Context: an optimization exercise on an open-source flow, tuned for small area, a short achievable clock period and few clock cycles. The choices shown serve that exercise and are no tape-out recipe. Function was checked by simulation only, so behaviour that the tests miss may differ from the original. Not every run is shown, and edits may drop behaviour that the tests do not exercise. No activity file was given, so power comes from the tool's default toggle rates.

run_1/congestion_map.png
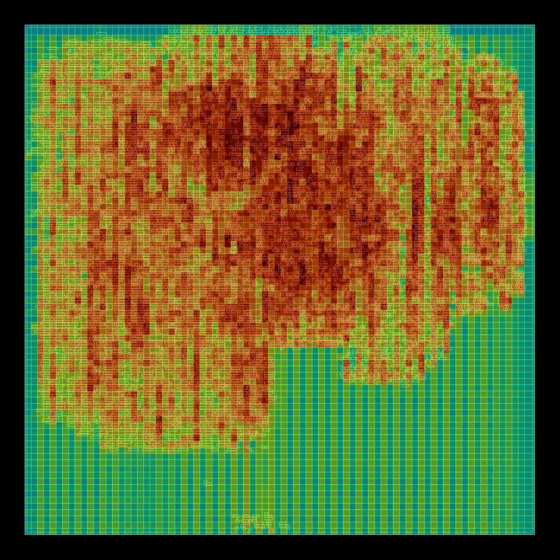
run_1/port_trees.png
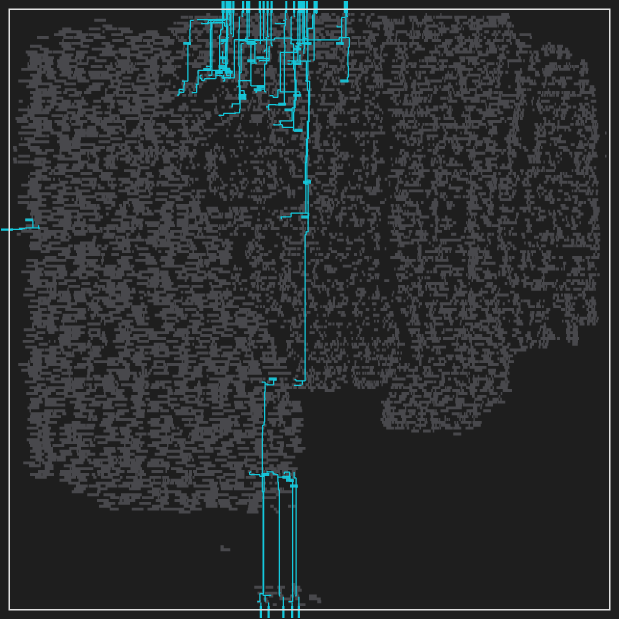
run_1/top_view.png
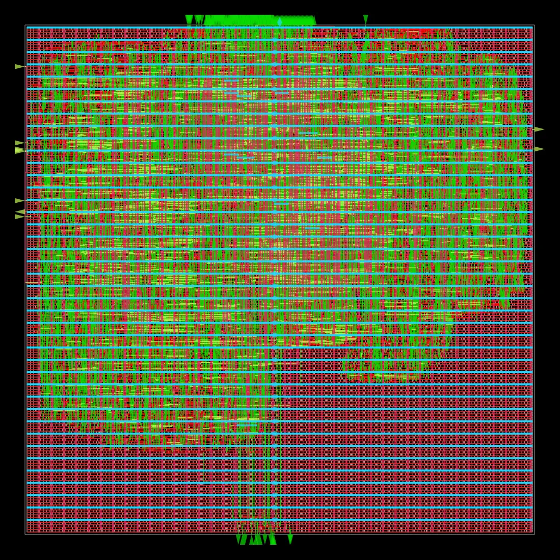
run_1/route_heat.png
28 x 28 tiles, from black (low) to pale yellow (high), scaled to the fullest tile. Values are wire area over tile area, all layers added.
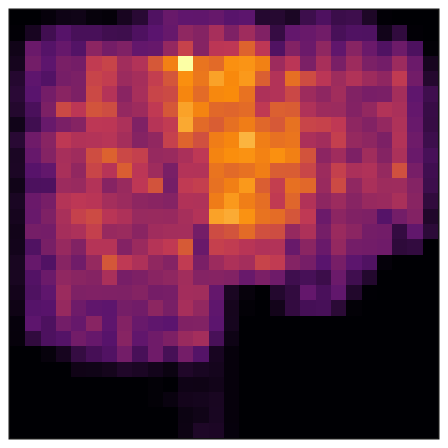
==> design.v <==
module PipelinedCPU(halt, clk, rst,
                    imem_addr, imem_rdata,
                    dmem_addr, dmem_wdata, dmem_we, dmem_rdata);
   output        halt;
   input         clk, rst;
   output [31:0] imem_addr;
   input  [31:0] imem_rdata;
   output [31:0] dmem_addr;
   output [31:0] dmem_wdata;
   output        dmem_we;
   input  [31:0] dmem_rdata;
   reg  [31:2] pc;           
   reg  [31:0] ir;           
   reg         iv;           
   reg         halt_r;       
   reg         done;         
   reg  [31:0] m_res;        
   reg  [31:0] m_sd;         
   reg         m_we;         
   reg         m_wen;        
   reg         m_ld;         
   reg  [4:0]  m_rd;
   reg  [2:0]  m_f3;
   reg  [31:0] w_val;        
   reg         w_wen;
   reg         w_ld;
   reg  [4:0]  w_rd;
   reg  [2:0]  w_f3;
   reg         md_busy;
   reg  [2:0]  md_cnt;
   reg  [32:0] md_a;         
   reg  [31:0] md_b;         
   reg  [33:0] md_acc;       
   reg         md_negq, md_negr;
   assign halt       = halt_r;
   assign imem_addr  = {pc, 2'b00};
   assign dmem_addr  = m_res;
   assign dmem_wdata = m_sd;
   assign dmem_we    = m_we;
   wire [6:0] op  = ir[6:0];
   wire [2:0] f3  = ir[14:12];
   wire [4:0] rd  = ir[11:7];
   wire [4:0] rs1 = ir[19:15];
   wire [4:0] rs2 = ir[24:20];
   wire is_lui   = (op == 7'b0110111);
   wire is_auipc = (op == 7'b0010111);
   wire is_jal   = (op == 7'b1101111);
   wire is_jalr  = (op == 7'b1100111);
   wire is_br    = (op == 7'b1100011);
   wire is_ld    = (op == 7'b0000011);
   wire is_st    = (op == 7'b0100011);
   wire is_opi   = (op == 7'b0010011);
   wire is_op    = (op == 7'b0110011);
   wire is_md    = is_op & ir[25];
   wire is_zero  = (ir == 32'h00000000);
   wire use_rs1  = !(is_lui | is_auipc | is_jal);
   wire use_rs2  = is_op | is_st | is_br;
   wire wr_rd    = (is_lui | is_auipc | is_jal | is_jalr | is_ld | is_opi | is_op) && (rd != 5'd0);
   wire [31:0] imm_i = {{20{ir[31]}}, ir[31:20]};
   wire [31:0] imm_s = {{20{ir[31]}}, ir[31:25], ir[11:7]};
   wire [31:0] imm_u = {ir[31:12], 12'b0};
   wire [31:0] imm_b = {{20{ir[31]}}, ir[7], ir[30:25], ir[11:8], 1'b0};
   wire [31:0] imm_j = {{12{ir[31]}}, ir[19:12], ir[20], ir[30:21], 1'b0};
   wire [31:0] rf_a, rf_b;
   wire [31:0] w_data;
   RegFile RF(.AddrA(rs1), .DataOutA(rf_a),
              .AddrB(rs2), .DataOutB(rf_b),
              .AddrW(w_rd), .DataInW(w_data), .WenW(w_wen), .CLK(clk));
   wire fa_m = m_wen && (m_rd == rs1);
   wire fb_m = m_wen && (m_rd == rs2);
   wire fa_w = w_wen && (w_rd == rs1);
   wire fb_w = w_wen && (w_rd == rs2);
   wire [31:0] a  = fa_m ? m_res : fa_w ? w_data : rf_a;
   wire [31:0] bv = fb_m ? m_res : fb_w ? w_data : rf_b;
   wire ld_stall = m_ld && ((use_rs1 && fa_m) || (use_rs2 && fb_m));
   wire sltiu = is_opi && (f3 == 3'b011);
   wire [31:0] b = (is_op | is_br) ? bv :
                   is_st ? imm_s :
                   sltiu ? {20'b0, ir[31:20]} : imm_i;
   wire do_sub = is_br || ((is_op || is_opi) && (f3 == 3'b010 || f3 == 3'b011)) ||
                 (is_op && f3 == 3'b000 && ir[30]);
   wire [32:0] sum = {1'b0, a} + {1'b0, do_sub ? ~b : b} + {32'b0, do_sub};
   wire ltu = !sum[32];
   wire lt  = (a[31] ^ b[31]) ? a[31] : sum[31];
   wire eq  = (a == b);
   wire [31:0] sh_l = a << b[4:0];
   wire [31:0] sh_r = $signed({ir[30] & a[31], a}) >>> b[4:0];
   reg [31:0] alu;
   always @* begin
      case (f3)
        3'b000: alu = sum[31:0];
        3'b001: alu = sh_l;
        3'b010: alu = {31'b0, lt};
        3'b011: alu = {31'b0, ltu};
        3'b100: alu = a ^ b;
        3'b101: alu = sh_r;
        3'b110: alu = a | b;
        default: alu = a & b;
      endcase
   end
   reg taken;
   always @* begin
      case (f3)
        3'b000: taken = eq;
        3'b001: taken = !eq;
        3'b100: taken = lt;
        3'b101: taken = !lt;
        3'b110: taken = ltu;
        3'b111: taken = !ltu;
        default: taken = 1'b0;
      endcase
   end
   wire [31:0] pc4   = {pc, 2'b00};
   wire [31:0] pc_x  = pc4 - 32'd4;
   wire [31:0] pcrel = pc_x + (is_br ? imm_b : is_jal ? imm_j : imm_u);
   wire md_div  = f3[2];
   wire [2:0] md_k = md_busy ? md_cnt : 3'd0;
   wire md_last = md_div ? (md_k == 3'd7) : (md_k == 3'd3);
   wire mul_s = (f3 == 3'b001);
   wire [32:0] mul_a   = md_busy ? md_a : {mul_s & a[31], a};
   wire [31:0] mul_b   = md_busy ? md_b : bv;
   wire [33:0] mul_acc = md_busy ? md_acc : 34'd0;
   wire [8:0]  mul_c   = {mul_s & (md_k == 3'd3) & mul_b[7], mul_b[7:0]};
   wire signed [41:0] mul_sum = $signed({{8{mul_acc[33]}}, mul_acc}) +
                                $signed(mul_a) * $signed(mul_c);
   wire [31:0] mul_lo = {mul_sum[7:0], mul_b[31:8]};
   wire div_s = !f3[0];
   wire div_na = div_s & a[31];
   wire div_nb = div_s & bv[31];
   wire [31:0] div_ua = div_na ? (32'd0 - a) : a;
   wire [31:0] div_ub = div_nb ? (32'd0 - bv) : bv;
   wire [31:0] dv  = md_busy ? md_a[31:0] : div_ub;
   wire [31:0] dq0 = md_busy ? md_b : div_ua;
   wire [31:0] dr0 = md_busy ? md_acc[31:0] : 32'd0;
   wire [31:0] dr1, dr2, dr3, dr4;
   wire [31:0] dq1, dq2, dq3, dq4;
   DivStep DS1(.r(dr0), .q(dq0), .d(dv), .r_o(dr1), .q_o(dq1));
   DivStep DS2(.r(dr1), .q(dq1), .d(dv), .r_o(dr2), .q_o(dq2));
   DivStep DS3(.r(dr2), .q(dq2), .d(dv), .r_o(dr3), .q_o(dq3));
   DivStep DS4(.r(dr3), .q(dq3), .d(dv), .r_o(dr4), .q_o(dq4));
   wire negq = md_busy ? md_negq : ((div_na ^ div_nb) && (bv != 32'd0));
   wire negr = md_busy ? md_negr : div_na;
   wire [31:0] div_x   = f3[1] ? dr4 : dq4;
   wire        div_neg = f3[1] ? negr : negq;
   wire [31:0] div_res = div_neg ? (32'd0 - div_x) : div_x;
   wire [31:0] md_res = md_div ? div_res :
                        (f3[1:0] == 2'b00) ? mul_lo : mul_sum[39:8];
   wire x_go     = iv && !done;                   
   wire x_stall  = x_go && (ld_stall || is_zero || (is_md && !md_last));
   wire x_done   = x_go && !x_stall;                
   wire redirect = x_done && (is_jal || is_jalr || (is_br && taken));
   wire md_step  = x_go && is_md && !ld_stall;      
   wire [31:0] target = is_jalr ? {sum[31:1], 1'b0} : pcrel;
   wire [31:0] x_res = is_lui ? imm_u :
                       is_auipc ? pcrel :
                       (is_jal | is_jalr) ? pc4 :
                       (is_ld | is_st) ? sum[31:0] :
                       is_md ? md_res : alu;
   wire [31:0] st_data = (f3[1:0] == 2'b00) ? {{24{bv[7]}}, bv[7:0]} :
                         (f3[1:0] == 2'b01) ? {{16{bv[15]}}, bv[15:0]} : bv;
   wire [31:0] ld_val = (w_f3[1:0] == 2'b00) ? {{24{~w_f3[2] & w_val[7]}}, w_val[7:0]} :
                        (w_f3[1:0] == 2'b01) ? {{16{~w_f3[2] & w_val[15]}}, w_val[15:0]} : w_val;
   assign w_data = w_ld ? ld_val : w_val;
   always @(posedge clk or negedge rst) begin
      if (!rst) begin
         pc <= 30'd0;
         iv <= 1'b0;
         halt_r <= 1'b0;
         done <= 1'b0;
      end else begin
         halt_r <= iv & is_zero & !done;
         done <= done | (iv & is_zero);
         if (redirect) begin
            pc <= target[31:2];
            iv <= 1'b0;
         end else if (!x_stall) begin
            pc <= pc + 30'd1;
            iv <= 1'b1;
         end
      end
   end
   always @(posedge clk)
      if (!x_stall)
         ir <= imem_rdata;
   always @(posedge clk or negedge rst) begin
      if (!rst) begin
         m_we  <= 1'b0;
         m_wen <= 1'b0;
         m_ld  <= 1'b0;
      end else begin
         m_we  <= x_done & is_st;
         m_wen <= x_done & wr_rd;
         m_ld  <= x_done & is_ld;
      end
   end
   always @(posedge clk) begin
      m_res <= x_res;
      m_sd  <= st_data;
      m_rd  <= rd;
      m_f3  <= f3;
   end
   always @(posedge clk or negedge rst) begin
      if (!rst)
         w_wen <= 1'b0;
      else
         w_wen <= m_wen;
   end
   always @(posedge clk) begin
      w_val <= m_ld ? dmem_rdata : m_res;
      w_ld  <= m_ld;
      w_rd  <= m_rd;
      w_f3  <= m_f3;
   end
   always @(posedge clk or negedge rst) begin
      if (!rst) begin
         md_busy <= 1'b0;
         md_cnt  <= 3'd0;
      end else if (md_step) begin
         md_busy <= !md_last;
         md_cnt  <= md_k + 3'd1;
      end
   end
   always @(posedge clk)
      if (md_step) begin
         if (md_div) begin
            md_a    <= {1'b0, dv};
            md_b    <= dq4;
            md_acc  <= {2'b0, dr4};
            md_negq <= negq;
            md_negr <= negr;
         end else begin
            md_a    <= mul_a;
            md_b    <= mul_lo;
            md_acc  <= mul_sum[41:8];
         end
      end
endmodule  
module DivStep(r, q, d, r_o, q_o);
   input  [31:0] r, q, d;
   output [31:0] r_o, q_o;
   wire [32:0] sh   = {r, q[31]};
   wire [33:0] diff = {1'b0, sh} - {2'b0, d};
   wire        fit  = !diff[33];
   assign r_o = fit ? diff[31:0] : sh[31:0];
   assign q_o = {q[30:0], fit};
endmodule  
module RegFile(AddrA, DataOutA,
               AddrB, DataOutB,
               AddrW, DataInW, WenW, CLK);
   input  [4:0]  AddrA, AddrB, AddrW;
   output [31:0] DataOutA, DataOutB;
   input  [31:0] DataInW;
   input         WenW, CLK;
   reg [31:0] Mem [1:31];
   assign DataOutA = (AddrA == 5'd0) ? 32'h00000000 : Mem[AddrA];
   assign DataOutB = (AddrB == 5'd0) ? 32'h00000000 : Mem[AddrB];
   always @(posedge CLK)
     if (WenW && AddrW != 5'd0)
       Mem[AddrW] <= DataInW;
endmodule  
==> run.sh <==
#!/bin/bash
# synth_recipe.tcl (not shown) runs the flow's synth.tcl, then flattens the netlist and writes it again
# the make line also repeats each setting of config.mk as NAME=value (left out here)
make -C /OpenROAD-flow-scripts/flow DESIGN_CONFIG=/design/flow/config.mk WORK_HOME=/design/flow/orfs CLKGATE_MAP_FILE= SYNTH_SCRIPT=/design/flow/synth_recipe.tcl finish
==> config.mk <==
export PLATFORM = sky130hd
export DESIGN_NAME = PipelinedCPU
export DESIGN_NICKNAME = PipelinedCPU
export VERILOG_FILES = /design/flow/design.v
export SDC_FILE = /design/flow/constraint.sdc
export NUM_CORES = 4
export LEC_CHECK = 0
export CAP_MARGIN = 40
export CORE_MARGIN = 2
export CORE_UTILIZATION = 30
export PLACE_DENSITY = 0.5
export SLEW_MARGIN = 40
==> constraint.sdc <==
create_clock -name core_clock -period 125.0 [get_ports {clk}]
set_input_delay 25.0000 -clock core_clock [delete_from_list [all_inputs] [get_ports {clk}]]
set_output_delay 25.0000 -clock core_clock [all_outputs]
set_load 0.01 [all_outputs]
==> run notes, run 1 <==
status: no timing/DRC/antenna violations
Layout area overhead: 13.4%
CP Buf/Inv Count: 1
Final Power: 2.87 mW
Sink Count: 1289
Syn Inst Count: 8598
post-synth top area cell: edfxtp_1
Primary FF master, synth: edfxtp_1
wl on met1: 163000 microns
Multi-input gate area: 53000 sq um
part of the cycle the worst path needs: 21.8%
YS warnings: 2
met2 wire length: 209000 microns
Final Wtd Congestion: 1.02
DR WL/cell: 34.0 microns
Hold-fix buffers, CTS: 0
worst setup path class: reg2out
Synth Area in XOR/XNOR: 3.06%
Starting DRT DRC Count: 8916
crit path cell chain: clkdlybuf4s50_1
Clock transition at path regs: 0.06 ns
DR WL met3: 35000 microns
worst-path maximum fanout: 4
Top delay family on crit path: flip-flops
via density per instance: 5.96
Ports: 164
critical path arrival: 2.25 ns
crit path launch type: register
Clk Latency, worst-skew pair: 0.86 ns
Starting Density: 30.1%
Seq cells post-synth: 1289
input/output buffers: 161
clk_skew: 0.0686 ns
crit path time final: 27.25 ns
die area: 317000 sq um
Req. time, crit path: 100.00 ns
Least-Margin Pin Slew: 0.990 ns
Area contributors post-synth: edfxtp_1 36%, mux4_2 11%, fa_1 6.0%, ha_1 5.1%, nand2_1 3.4%
setup TNS: 0 ns
first-pass GRT wire length: 607000 microns
pre-CTS setup slack: 98.60 ns
H-tree levels: 4
Fillers: 31.1k
largest net degree at the start of global routing: 96
mux cell area share after synthesis: 15.7%
Synth Area in Simple Gates: 11.0%
Mapped Area: 93800 sq um
Longest Clk Path Bufs: 4
Die Ht: 563 microns
Post-DRT Antenna Nets: 0
die outline width: 563 microns
crit-path max cell delay: 0.78 ns
post-synthesis compound-gate area fraction: 14.9%
EDFF count, synth: 1125
Testbench counts for the RTL of run 1, summed over its fixed seeds: cycles 53,052.
## Picture notes: congestion_map.png
total global-route track usage: 27.1%
fin util: 34.2%
global route hottest layer: met2
met1 usage: 32.2%
routing usage on met3: 4.94%

## Picture notes: port_trees.png
| port | colour | bits | direction | edge | end cells | buffers | wire |
|---|---|---|---|---|---|---|---|
| dmem_addr | cyan | 32 | output | 26 north, 5 south, 1 west | 32 | 32 | 3860 microns |

## Picture notes: top_view.png
Layout Cells excl Fill: 13.0k
row count: 205

## Picture notes: route_heat.png
mean over tiles: 0.24
densest ninth of the die: north
nearly empty tiles: 25%
tiles over half the peak: 18%
fullest tile: 0.85
emptiest ninth of the die: south-east

==> run 1: state kept, by name, summed over array words and instances, names as in the netlist, 3 cells and up, named ones only <==
signal / cells
w_f3: 3
md_a: 33
m_sd: 32
m_rd: 5
md_b: 32
md_acc: 34
ir: 32
pc: 30
m_res: 32
w_rd: 5
w_val: 32
RF.Mem: 992
m_f3: 3
md_cnt: 3
==> run 1: final timing paths <==
| check | end | startpoint | slack [ns] | cells past startpoint |
|---|---|---|---|---|
| setup / recovery | dmem_addr[16] | m_res[16] | 97.75 | 1 |
| hold / removal | w_f3[2] | m_f3[2] | 0.34 | 0 |
| setup reg to reg | m_res[24] | register | 100.09 | 72 |
| hold reg to reg | w_f3[2] | m_f3[2] | 0.34 | 0 |
| max in group asynchronous | m_ld | rst | 100.18 | 2 |
| min in group asynchronous | md_cnt[0] | rst | 24.27 | 2 |
==> run 1: metal layers <==
layer | global-route usage [%] | vias to the layer above
li1 | - | 32500
met1 | 32.2 | 39600
met2 | 44.8 | 4146
met3 | 4.94 | 1170
met4 | 18.1 | 22
met5 | 0 | -
==> run 1: layout by cell type, fill, tap and decap left out, types with 281 or more instances in the layout <==
cell type,instances
edfxtp_1,1125
a21oi_1,546
buf_4,307
ha_1,383
nand2_1,853
o21ai_0,443
nor2_1,679
mux2i_1,313
fa_1,281
mux4_2,453
inv_1,468
==> run 1: cell type report <==
type                            count  area share [%]
Multi-Input combinational cell   6301            49.8
Clock buffer                      197            3.92
Sequential cell                  1289            35.1
Inverter                          491            1.74
Clock inverter                     72           0.600
Tap cell                         4140            4.87
Antenna cell                       17          0.0400
Timing Repair Buffer              489            3.92
==> run 1: power by group <==
group          total (mW)  switching, mW  leakage (nW)  internal (mW)
clock               0.445          0.192          2.34          0.253
sequential          0.539         0.0242          11.8          0.515
combinational        1.88           1.27          25.3          0.615
total                2.87           1.49          39.4           1.38
==> run 1: metrics by stage <==
| stage | utilization [%] | hold WS [ns] | cell area [sq um] | std cells |
|---|---|---|---|---|
| CTS | 34.1 | 0.336 | 106000 | 13000 |
| global route | 34.2 | 0.341 | 106000 | 13000 |
| finish | 34.2 | 0.336 | 106000 | 13000 |
| detailed placement | 32.6 | 0.316 | 101000 | 12700 |
| floorplan | - | 0.310 | 93800 | 8599 |
| global placement | 32.5 | 0.313 | 101000 | 12700 |
--- run 2 (changed files replaced; the others as in run 1) ---
removed: run.sh
==> design.v <==
module PipelinedCPU(halt, clk, rst,
                    imem_addr, imem_rdata,
                    dmem_addr, dmem_wdata, dmem_we, dmem_rdata);
   output        halt;
   input         clk, rst;
   output [31:0] imem_addr;
   input  [31:0] imem_rdata;
   output [31:0] dmem_addr;
   output [31:0] dmem_wdata;
   output        dmem_we;
   input  [31:0] dmem_rdata;
   reg  [31:2] pc;           
   reg  [31:0] ir;           
   reg         iv;           
   reg         halt_r;       
   reg         done;         
   reg  [31:0] m_res;        
   reg  [31:0] m_sd;         
   reg         m_we;         
   reg         m_wen;        
   reg         m_ld;         
   reg  [4:0]  m_rd;
   reg  [2:0]  m_f3;
   reg         md_busy;
   reg  [2:0]  md_cnt;
   reg         md_a_hi;
   reg  [1:0]  md_acc_hi;
   wire [32:0] md_a   = {md_a_hi, m_sd};      
   wire [33:0] md_acc = {md_acc_hi, m_res};   
   reg  [31:0] md_b;         
   reg         md_bm1;       
   reg         md_negq, md_negr;
   assign halt       = halt_r;
   assign imem_addr  = {pc, 2'b00};
   assign dmem_addr  = m_res;
   assign dmem_wdata = m_sd;
   assign dmem_we    = m_we;
   wire [6:0] op  = ir[6:0];
   wire [2:0] f3  = ir[14:12];
   wire [4:0] rd  = ir[11:7];
   wire [4:0] rs1 = ir[19:15];
   wire [4:0] rs2 = ir[24:20];
   wire is_lui   = (op == 7'b0110111);
   wire is_auipc = (op == 7'b0010111);
   wire is_jal   = (op == 7'b1101111);
   wire is_jalr  = (op == 7'b1100111);
   wire is_br    = (op == 7'b1100011);
   wire is_ld    = (op == 7'b0000011);
   wire is_st    = (op == 7'b0100011);
   wire is_opi   = (op == 7'b0010011);
   wire is_op    = (op == 7'b0110011);
   wire is_md    = is_op & ir[25];
   wire is_zero  = (ir == 32'h00000000);
   wire use_rs1  = !(is_lui | is_auipc | is_jal);
   wire use_rs2  = is_op | is_st | is_br;
   wire wr_rd    = (is_lui | is_auipc | is_jal | is_jalr | is_ld | is_opi | is_op) && (rd != 5'd0);
   wire [31:0] imm_i = {{20{ir[31]}}, ir[31:20]};
   wire [31:0] imm_s = {{20{ir[31]}}, ir[31:25], ir[11:7]};
   wire [31:0] imm_u = {ir[31:12], 12'b0};
   wire [31:0] imm_b = {{20{ir[31]}}, ir[7], ir[30:25], ir[11:8], 1'b0};
   wire [31:0] imm_j = {{12{ir[31]}}, ir[19:12], ir[20], ir[30:21], 1'b0};
   wire [31:0] rf_a, rf_b;
   wire [31:0] w_data;
   RegFile RF(.AddrA(rs1), .DataOutA(rf_a),
              .AddrB(rs2), .DataOutB(rf_b),
              .AddrW(m_rd), .DataInW(w_data), .WenW(m_wen), .CLK(clk));
   wire fa_m = m_wen && (m_rd == rs1);
   wire fb_m = m_wen && (m_rd == rs2);
   wire [31:0] a  = fa_m ? m_res : rf_a;
   wire [31:0] bv = fb_m ? m_res : rf_b;
   wire ld_stall = m_ld && ((use_rs1 && fa_m) || (use_rs2 && fb_m));
   wire sltiu = is_opi && (f3 == 3'b011);
   wire [31:0] b = (is_op | is_br) ? bv :
                   is_st ? imm_s :
                   sltiu ? {20'b0, ir[31:20]} : imm_i;
   wire do_sub = is_br || ((is_op || is_opi) && (f3 == 3'b010 || f3 == 3'b011)) ||
                 (is_op && f3 == 3'b000 && ir[30]);
   wire [32:0] sum = {1'b0, a} + {1'b0, do_sub ? ~b : b} + {32'b0, do_sub};
   wire ltu = !sum[32];
   wire lt  = (a[31] ^ b[31]) ? a[31] : sum[31];
   wire eq  = (a == b);
   wire sh_left = !f3[2];
   wire [31:0] a_rev, sh_out_rev, sh_in, sh_out;
   genvar gi;
   generate for (gi = 0; gi < 32; gi = gi + 1) begin : REV
      assign a_rev[gi] = a[31 - gi];
      assign sh_out_rev[gi] = sh_out[31 - gi];
   end endgenerate
   assign sh_in  = sh_left ? a_rev : a;
   assign sh_out = $signed({ir[30] & !sh_left & a[31], sh_in}) >>> b[4:0];
   wire [31:0] sh_l = sh_out_rev;
   wire [31:0] sh_r = sh_out;
   reg [31:0] alu;
   always @* begin
      case (f3)
        3'b000: alu = sum[31:0];
        3'b001: alu = sh_l;
        3'b010: alu = {31'b0, lt};
        3'b011: alu = {31'b0, ltu};
        3'b100: alu = a ^ b;
        3'b101: alu = sh_r;
        3'b110: alu = a | b;
        default: alu = a & b;
      endcase
   end
   reg taken;
   always @* begin
      case (f3)
        3'b000: taken = eq;
        3'b001: taken = !eq;
        3'b100: taken = lt;
        3'b101: taken = !lt;
        3'b110: taken = ltu;
        3'b111: taken = !ltu;
        default: taken = 1'b0;
      endcase
   end
   wire [31:0] pc4   = {pc, 2'b00};
   wire [31:0] pc_x  = pc4 - 32'd4;
   wire [31:0] pcrel = pc_x + (is_br ? imm_b : is_jal ? imm_j : imm_u);
   wire md_div  = f3[2];
   wire [2:0] div_skip;
   wire [2:0] md_k = md_busy ? md_cnt : md_div ? div_skip : 3'd0;
   wire mul_early = !md_busy && (bv[31:8] == 24'd0);
   wire md_last = md_div ? (md_k == 3'd7) : ((md_k == 3'd3) || mul_early);
   wire mul_s = (f3 == 3'b001);
   wire [32:0] mul_a   = md_busy ? md_a : {mul_s & a[31], a};
   wire [31:0] mul_b   = md_busy ? md_b : bv;
   wire [33:0] mul_acc = md_busy ? md_acc : 34'd0;
   wire        mul_bm1 = md_busy & md_bm1;
   wire [8:0]  bth = {mul_b[7:0], mul_bm1};
   wire        mul_corr = mul_b[7] & (mul_early | ((md_k == 3'd3) & !mul_s));
   wire [35:0] pp0, pp1, pp2, pp3;
   wire        pn0, pn1, pn2, pn3;
   BoothRow BR0(.t(bth[2:0]), .a(mul_a), .p(pp0), .n(pn0));
   BoothRow BR1(.t(bth[4:2]), .a(mul_a), .p(pp1), .n(pn1));
   BoothRow BR2(.t(bth[6:4]), .a(mul_a), .p(pp2), .n(pn2));
   BoothRow BR3(.t(bth[8:6]), .a(mul_a), .p(pp3), .n(pn3));
   wire [41:0] mul_sum = {{8{mul_acc[33]}}, mul_acc} +
                         {{6{pp0[35]}}, pp0} +
                         {{4{pp1[35]}}, pp1, 2'b0} +
                         {{2{pp2[35]}}, pp2, 4'b0} +
                         {pp3, 6'b0} +
                         {35'b0, pn3, 1'b0, pn2, 1'b0, pn1, 1'b0, pn0} +
                         (mul_corr ? {mul_a[32], mul_a, 8'b0} : 42'd0);
   wire [31:0] mul_lo = {mul_sum[7:0], mul_b[31:8]};
   wire div_s = !f3[0];
   wire div_na = div_s & a[31];
   wire div_nb = div_s & bv[31];
   wire [31:0] div_ua = div_na ? (32'd0 - a) : a;
   wire [31:0] div_ub = div_nb ? (32'd0 - bv) : bv;
   reg [2:0] lzn;
   always @* begin
      casez ({div_ua[31:28] == 4'd0, div_ua[27:24] == 4'd0, div_ua[23:20] == 4'd0,
              div_ua[19:16] == 4'd0, div_ua[15:12] == 4'd0, div_ua[11:8] == 4'd0,
              div_ua[7:4] == 4'd0})
        7'b0??????: lzn = 3'd0;
        7'b10?????: lzn = 3'd1;
        7'b110????: lzn = 3'd2;
        7'b1110???: lzn = 3'd3;
        7'b11110??: lzn = 3'd4;
        7'b111110?: lzn = 3'd5;
        7'b1111110: lzn = 3'd6;
        default:    lzn = 3'd7;
      endcase
   end
   wire div_zero = (bv == 32'd0);
   assign div_skip = div_zero ? 3'd7 : lzn;
   wire [31:0] dv  = md_busy ? md_a[31:0] : div_ub;
   wire [31:0] dq0 = md_busy ? md_b : (div_ua << {div_skip, 2'b00});
   wire [31:0] dr0 = md_busy ? md_acc[31:0] : 32'd0;
   wire [31:0] dr1, dr2, dr3, dr4;
   wire [31:0] dq1, dq2, dq3, dq4;
   DivStep DS1(.r(dr0), .q(dq0), .d(dv), .r_o(dr1), .q_o(dq1));
   DivStep DS2(.r(dr1), .q(dq1), .d(dv), .r_o(dr2), .q_o(dq2));
   DivStep DS3(.r(dr2), .q(dq2), .d(dv), .r_o(dr3), .q_o(dq3));
   DivStep DS4(.r(dr3), .q(dq3), .d(dv), .r_o(dr4), .q_o(dq4));
   wire negq = md_busy ? md_negq : (div_na ^ div_nb);
   wire negr = md_busy ? md_negr : div_na;
   wire [31:0] div_x   = f3[1] ? dr4 : dq4;
   wire        div_neg = f3[1] ? negr : negq;
   wire [31:0] div_res = (div_zero && !md_busy) ? (f3[1] ? a : 32'hffffffff) :
                         div_neg ? (32'd0 - div_x) : div_x;
   wire [31:0] mul_res = (f3[1:0] == 2'b00) ? (mul_early ? mul_sum[31:0] : mul_lo) :
                         mul_early ? {{22{mul_sum[41]}}, mul_sum[41:32]} : mul_sum[39:8];
   wire [31:0] md_res = md_div ? div_res : mul_res;
   wire x_go     = iv && !done;                   
   wire x_stall  = x_go && (ld_stall || is_zero || (is_md && !md_last));
   wire x_done   = x_go && !x_stall;                
   wire redirect = x_done && (is_jal || is_jalr || (is_br && taken));
   wire md_step  = x_go && is_md && !ld_stall;      
   wire [31:0] target = is_jalr ? {sum[31:1], 1'b0} : pcrel;
   wire [31:0] x_res = is_lui ? imm_u :
                       is_auipc ? pcrel :
                       (is_jal | is_jalr) ? pc4 :
                       (is_ld | is_st) ? sum[31:0] :
                       is_md ? md_res : alu;
   wire [31:0] st_data = (f3[1:0] == 2'b00) ? {{24{bv[7]}}, bv[7:0]} :
                         (f3[1:0] == 2'b01) ? {{16{bv[15]}}, bv[15:0]} : bv;
   wire [31:0] ld_val = (m_f3[1:0] == 2'b00) ? {{24{~m_f3[2] & dmem_rdata[7]}}, dmem_rdata[7:0]} :
                        (m_f3[1:0] == 2'b01) ? {{16{~m_f3[2] & dmem_rdata[15]}}, dmem_rdata[15:0]} :
                        dmem_rdata;
   assign w_data = m_ld ? ld_val : m_res;
   always @(posedge clk or negedge rst) begin
      if (!rst) begin
         pc <= 30'd0;
         iv <= 1'b0;
         halt_r <= 1'b0;
         done <= 1'b0;
      end else begin
         halt_r <= iv & is_zero & !done;
         done <= done | (iv & is_zero);
         if (redirect) begin
            pc <= target[31:2];
            iv <= 1'b0;
         end else if (!x_stall) begin
            pc <= pc + 30'd1;
            iv <= 1'b1;
         end
      end
   end
   always @(posedge clk)
      if (!x_stall)
         ir <= imem_rdata;
   always @(posedge clk or negedge rst) begin
      if (!rst) begin
         m_we  <= 1'b0;
         m_wen <= 1'b0;
         m_ld  <= 1'b0;
      end else begin
         m_we  <= x_done & is_st;
         m_wen <= x_done & wr_rd;
         m_ld  <= x_done & is_ld;
      end
   end
   wire md_keep = md_step && !md_last;
   wire [33:0] md_acc_nx = md_div ? {2'b0, dr4} : mul_sum[41:8];
   wire [32:0] md_a_nx   = md_div ? {1'b0, dv} : mul_a;
   always @(posedge clk) begin
      m_res <= md_keep ? md_acc_nx[31:0] : x_res;
      m_sd  <= md_keep ? md_a_nx[31:0] : st_data;
      m_rd  <= rd;
      m_f3  <= f3;
   end
   always @(posedge clk or negedge rst) begin
      if (!rst) begin
         md_busy <= 1'b0;
         md_cnt  <= 3'd0;
      end else if (md_step) begin
         md_busy <= !md_last;
         md_cnt  <= md_k + 3'd1;
      end
   end
   always @(posedge clk)
      if (md_step) begin
         md_a_hi   <= md_a_nx[32];
         md_acc_hi <= md_acc_nx[33:32];
         if (md_div) begin
            md_b    <= dq4;
            md_negq <= negq;
            md_negr <= negr;
         end else begin
            md_b    <= mul_lo;
            md_bm1  <= mul_b[7];
         end
      end
endmodule  
module DivStep(r, q, d, r_o, q_o);
   input  [31:0] r, q, d;
   output [31:0] r_o, q_o;
   wire [32:0] sh   = {r, q[31]};
   wire [33:0] diff = {1'b0, sh} - {2'b0, d};
   wire        fit  = !diff[33];
   assign r_o = fit ? diff[31:0] : sh[31:0];
   assign q_o = {q[30:0], fit};
endmodule  
module BoothRow(t, a, p, n);
   input  [2:0]  t;
   input  [32:0] a;
   output [35:0] p;
   output        n;
   reg [35:0] m;
   always @* begin
      case (t)
        3'b001, 3'b010, 3'b101, 3'b110: m = {{3{a[32]}}, a};
        3'b011, 3'b100:                 m = {{2{a[32]}}, a, 1'b0};
        default:                        m = 36'd0;
      endcase
   end
   assign n = t[2] & ~(t[1] & t[0]);
   assign p = n ? ~m : m;
endmodule  
module RegFile(AddrA, DataOutA,
               AddrB, DataOutB,
               AddrW, DataInW, WenW, CLK);
   input  [4:0]  AddrA, AddrB, AddrW;
   output [31:0] DataOutA, DataOutB;
   input  [31:0] DataInW;
   input         WenW, CLK;
   reg [31:0] Mem [1:31];
   reg [31:0] oa, ob;
   integer i;
   always @* begin
      oa = 32'd0;
      ob = 32'd0;
      for (i = 1; i < 32; i = i + 1) begin
         oa = oa | ({32{AddrA == i}} & Mem[i]);
         ob = ob | ({32{AddrB == i}} & Mem[i]);
      end
   end
   assign DataOutA = oa;
   assign DataOutB = ob;
   always @(posedge CLK)
     if (WenW && AddrW != 5'd0)
       Mem[AddrW] <= DataInW;
endmodule  
==> flow/run.sh <==
#!/bin/bash
# Own layout flow: the standard ORFS flow (standard.sh, unchanged synthesis,
# floorplan, placement, CTS and routing) with two settings changed:
#  - the port buffers that placement inserts on every input and output are
#    sky130_fd_sc_hd__buf_2 instead of the slow delay-cell default;
#  - timing repair aims for a setup slack of 98.5 ns, so that it also sizes the
#    input and output paths (the fixed port delays make these the paths that
#    set the achieved period), not only paths with negative slack.
# The clock period and constraints are the standard flow's (constraint.sdc, config.mk).
# make's full output goes to flow_make.log; ORFS keeps one log per step under
# orfs/logs/.
set -euo pipefail
export BUFFER_PORTS_ARGS="-buffer_cell sky130_fd_sc_hd__buf_2"
export SETUP_SLACK_MARGIN=98.5
bash standard.sh > flow_make.log 2>&1
==> standard.sh <==
#!/bin/bash
# synth_recipe.tcl (not shown) runs the flow's synth.tcl, then flattens the netlist and writes it again
# the make line also repeats each setting of config.mk as NAME=value (left out here)
make -C /OpenROAD-flow-scripts/flow DESIGN_CONFIG=/design/flow/config.mk WORK_HOME=/design/flow/orfs CLKGATE_MAP_FILE= SYNTH_SCRIPT=/design/flow/synth_recipe.tcl "${@:-finish}"
==> config.mk <==
export PLATFORM = sky130hd
export DESIGN_NAME = PipelinedCPU
export DESIGN_NICKNAME = PipelinedCPU
export VERILOG_FILES = /design/flow/design.v
export SDC_FILE = /design/flow/constraint.sdc
export NUM_CORES = 4
export LEC_CHECK = 0
export CAP_MARGIN = 20
export CORE_MARGIN = 2
export CORE_UTILIZATION = 40
export CTS_BUF_LIST = sky130_fd_sc_hd__clkbuf_8
export PLACE_DENSITY = 0.55
export SLEW_MARGIN = 20
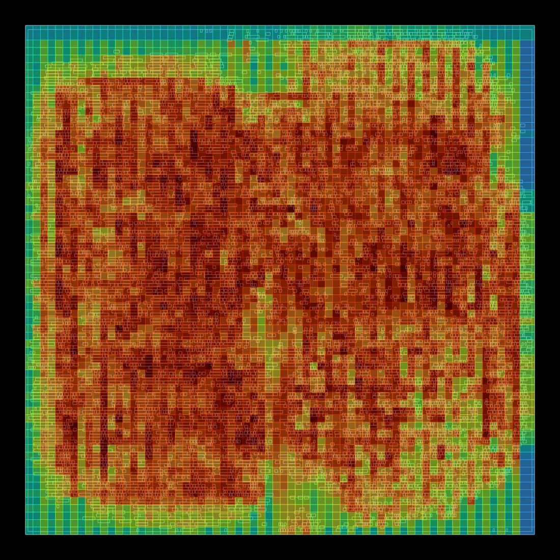
run_2/congestion_map.png
DR WL/cell: 40.9 microns
met2 global-route usage: 64.1%
total global-route track usage: 44.5%
met1 usage: 51.3%
fin util: 45.4%

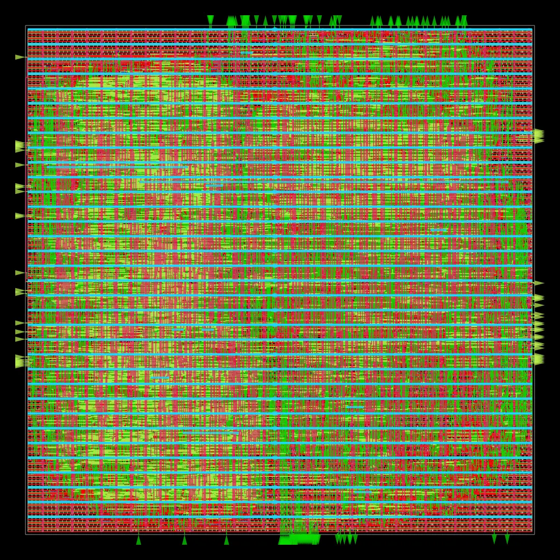
run_2/top_view.png
Die Ht: 469 microns
row count: 170
die outline width: 469 microns
Routed WL: 506000 microns

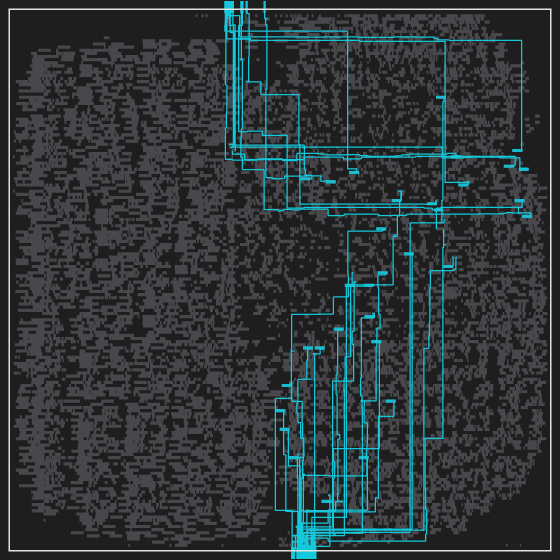
run_2/port_trees.png
| port | colour | bits | direction | edge | end cells | buffers | wire |
|---|---|---|---|---|---|---|---|
| dmem_addr | cyan | 32 | output | 21 south, 11 north | 32 | 36 | 9350 microns |
Ports: 164
input/output buffers: 161

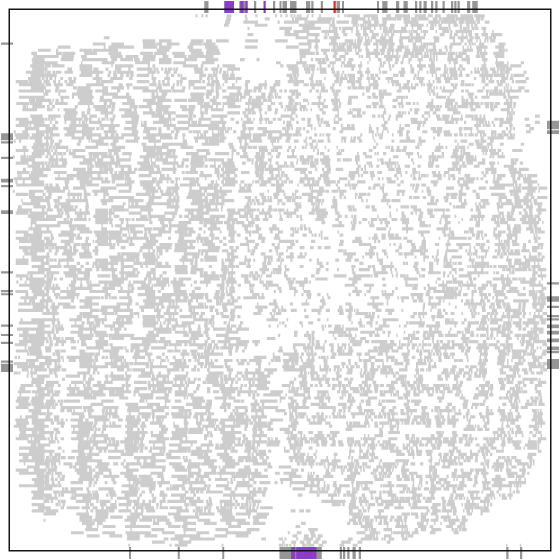
run_2/pinout.png
Pins as bars across the die edge, other pins in grey.
| port | colour | pins | direction | edge |
|---|---|---|---|---|
| dmem_addr | purple | 32 | output | 21 south, 11 north |
| halt | red | 1 | output | north |
all pins by edge: 61 north, 50 south, 29 east, 24 west

==> run 2 against run 1 <==
Synthesized area is 7.8% lower; sequential cell count fell by 115; die area decreased by 31%; design area shrank 8.4%; synthesized cell count grew 6.5%; setup slack better by 0.48 ns; utilization up 11 points; total power increased by 21%; sequential share of layout area grew 0.37 points; hold slack better by 0.15 ns; clock skew increased by 0.035 ns; critical endpoint is now dmem_addr[21].
==> run notes, run 2 <==
Clock transition at path regs: 0.07 ns
commonest non-fill, non-tap cell in the layout: edfxtp_1
status: no timing/DRC/antenna violations
Req. time, crit path: 100.00 ns
cell count after placement: 11.9k
Clock Power Share: 10.3%
crit path time final: 26.77 ns
most flop-heavy register: RF.Mem
max reg flops: 992
setup TNS: 0 ns
part of the cycle the worst path needs: 21.4%
Net Sw Frac: 57.4%
Seq cells post-synth: 1174
design area: 97400 sq um
largest net degree at the start of global routing: 122
YS warnings: 3
Longest Clk Path Bufs: 3
Sink Count: 1174
critical path arrival: 1.77 ns
Starting Density: 40.3%
P_sw: 1.99 mW
clk_skew: 0.104 ns
Area contributors post-synth: edfxtp_1 37%, a22oi_1 5.7%, ha_1 5.4%, xnor2_1 3.3%, and3_1 3.2%
Mapped Area: 86400 sq um
worst-path maximum fanout: 2
crit path launch type: register
post-synth top area cell: edfxtp_1
Testbench counts for the RTL of run 2, summed over its fixed seeds: cycles 47,194.
[run 2: cell types whose count changed in the layout (fill, tap and decap cells not counted), moves of 160 or more]
| cell | delta |
|---|---|
| a22oi_1 | +608 |
| mux4_2 | -441 |
| and3_1 | +397 |
| nand2_1 | -215 |
| clkbuf_8 | +204 |
| nand3_1 | +198 |
| buf_4 | +177 |
| fa_1 | -173 |
| clkdlybuf4s50_1 | -160 |
[run 2: repair_timing]
| action | in CTS | in global routing |
|---|---|---|
| setup buffers | 82 | 11 |
| hold buffers | 0 | 0 |
| endpoints found under the setup margin | 96 | 102 |
| pin swaps | 0 | 1 |
| resized for setup | 223 | 7 |
| cloned | 0 | 1 |
[run 2: final timing paths]
kind | start | end | slack [ns] | cells past startpoint
setup / recovery | m_res[21] | dmem_addr[21] | 98.23 | 1
hold / removal | done | done | 0.48 | 1
setup reg to reg | ir[15] | m_res[24] | 99.47 | 81
hold reg to reg | done | done | 0.48 | 1
max in group asynchronous | rst | md_busy | 100.42 | 2
min in group asynchronous | rst | pc[28] | 24.02 | 2
[run 2: layer usage]
layer / vias up / track usage, % / share of wire, %
met5: - / 1.06 / 0.12
met4: 22 / 37.0 / 10
met3: 2337 / 18.2 / 14
met2: 7879 / 64.1 / 41
met1: 42600 / 51.3 / 34
li1: 35300 / - / -
[run 2: layout make-up]
type / count / area (sq um)
antenna: 59 / 148
clock buffer: 209 / 2880
clock inverter: 168 / 1050
fill: 20600 / 117000
inverter: 407 / 1530
multi-input combinational: 6878 / 48600
sequential: 1174 / 34500
tap: 2838 / 3550
timing repair buffer: 655 / 5170
[run 2: metrics by stage]
stage / power [mW] / hold WS [ns]
floorplan: 2.00 / 0.346
global placement: 2.97 / 0.455
detailed placement: 2.98 / 0.470
CTS: 3.37 / 0.483
global route: 3.61 / 0.517
finish: 3.47 / 0.485
[run 2: kinds of logic after synthesis]
logic type	synth area share, %
xor gates and xnor gates	4.78
and+or+nand+nor	16.7
other	0.00434
DFF	39.7
AOI/OAI and AO/OA	22.2
adders and majority gates	7.95
muxes	3.45
buffers and inverters	5.24
[run 2: power by group through the flow]
stage / logic (mW) / clock network (mW) / registers, mW
finish: 2.64 / 0.356 / 0.480
global route: 2.75 / 0.373 / 0.480
CTS: 2.54 / 0.356 / 0.479
detailed placement: 2.48 / 0 / 0.496
global placement: 2.47 / 0 / 0.496
floorplan: 1.52 / 0 / 0.481

-- separate check: timing with driven ports --
The flow's constraints put no driver on any port. The routed layouts listed below were extracted and timed again, unchanged, in two steps.
Step 1 (the two cells are an assumption about what drives the block):
set clk [get_ports {clk}]
set_driving_cell -lib_cell sky130_fd_sc_hd__clkbuf_16 $clk
set_driving_cell -lib_cell sky130_fd_sc_hd__buf_2 [delete_from_list [all_inputs] $clk]
Step 2 times the ports against the registers' clock, not the clock port: input delays grow and output delays shrink by t, the midpoint of the rising clock arrivals with the driver on.
Three values: ideal, step 1, step 2; two values: the first two.
run	t (ns)	setup WS [ns]	worst setup path after step 2	worst slew at a driven data input, ns	cell pins on the clock port's net
run 1	0.915	97.746 / 97.655 / 98.570	register to output	0.08	1
run 2	1.135	98.230 / 98.139 / 97.601	input to register	0.06	1
After both steps setup and hold are still met in every run listed. For run 2, which loses most, drivers alone change the setup slack by -0.091 ns; drivers and shift together by -0.629 ns.
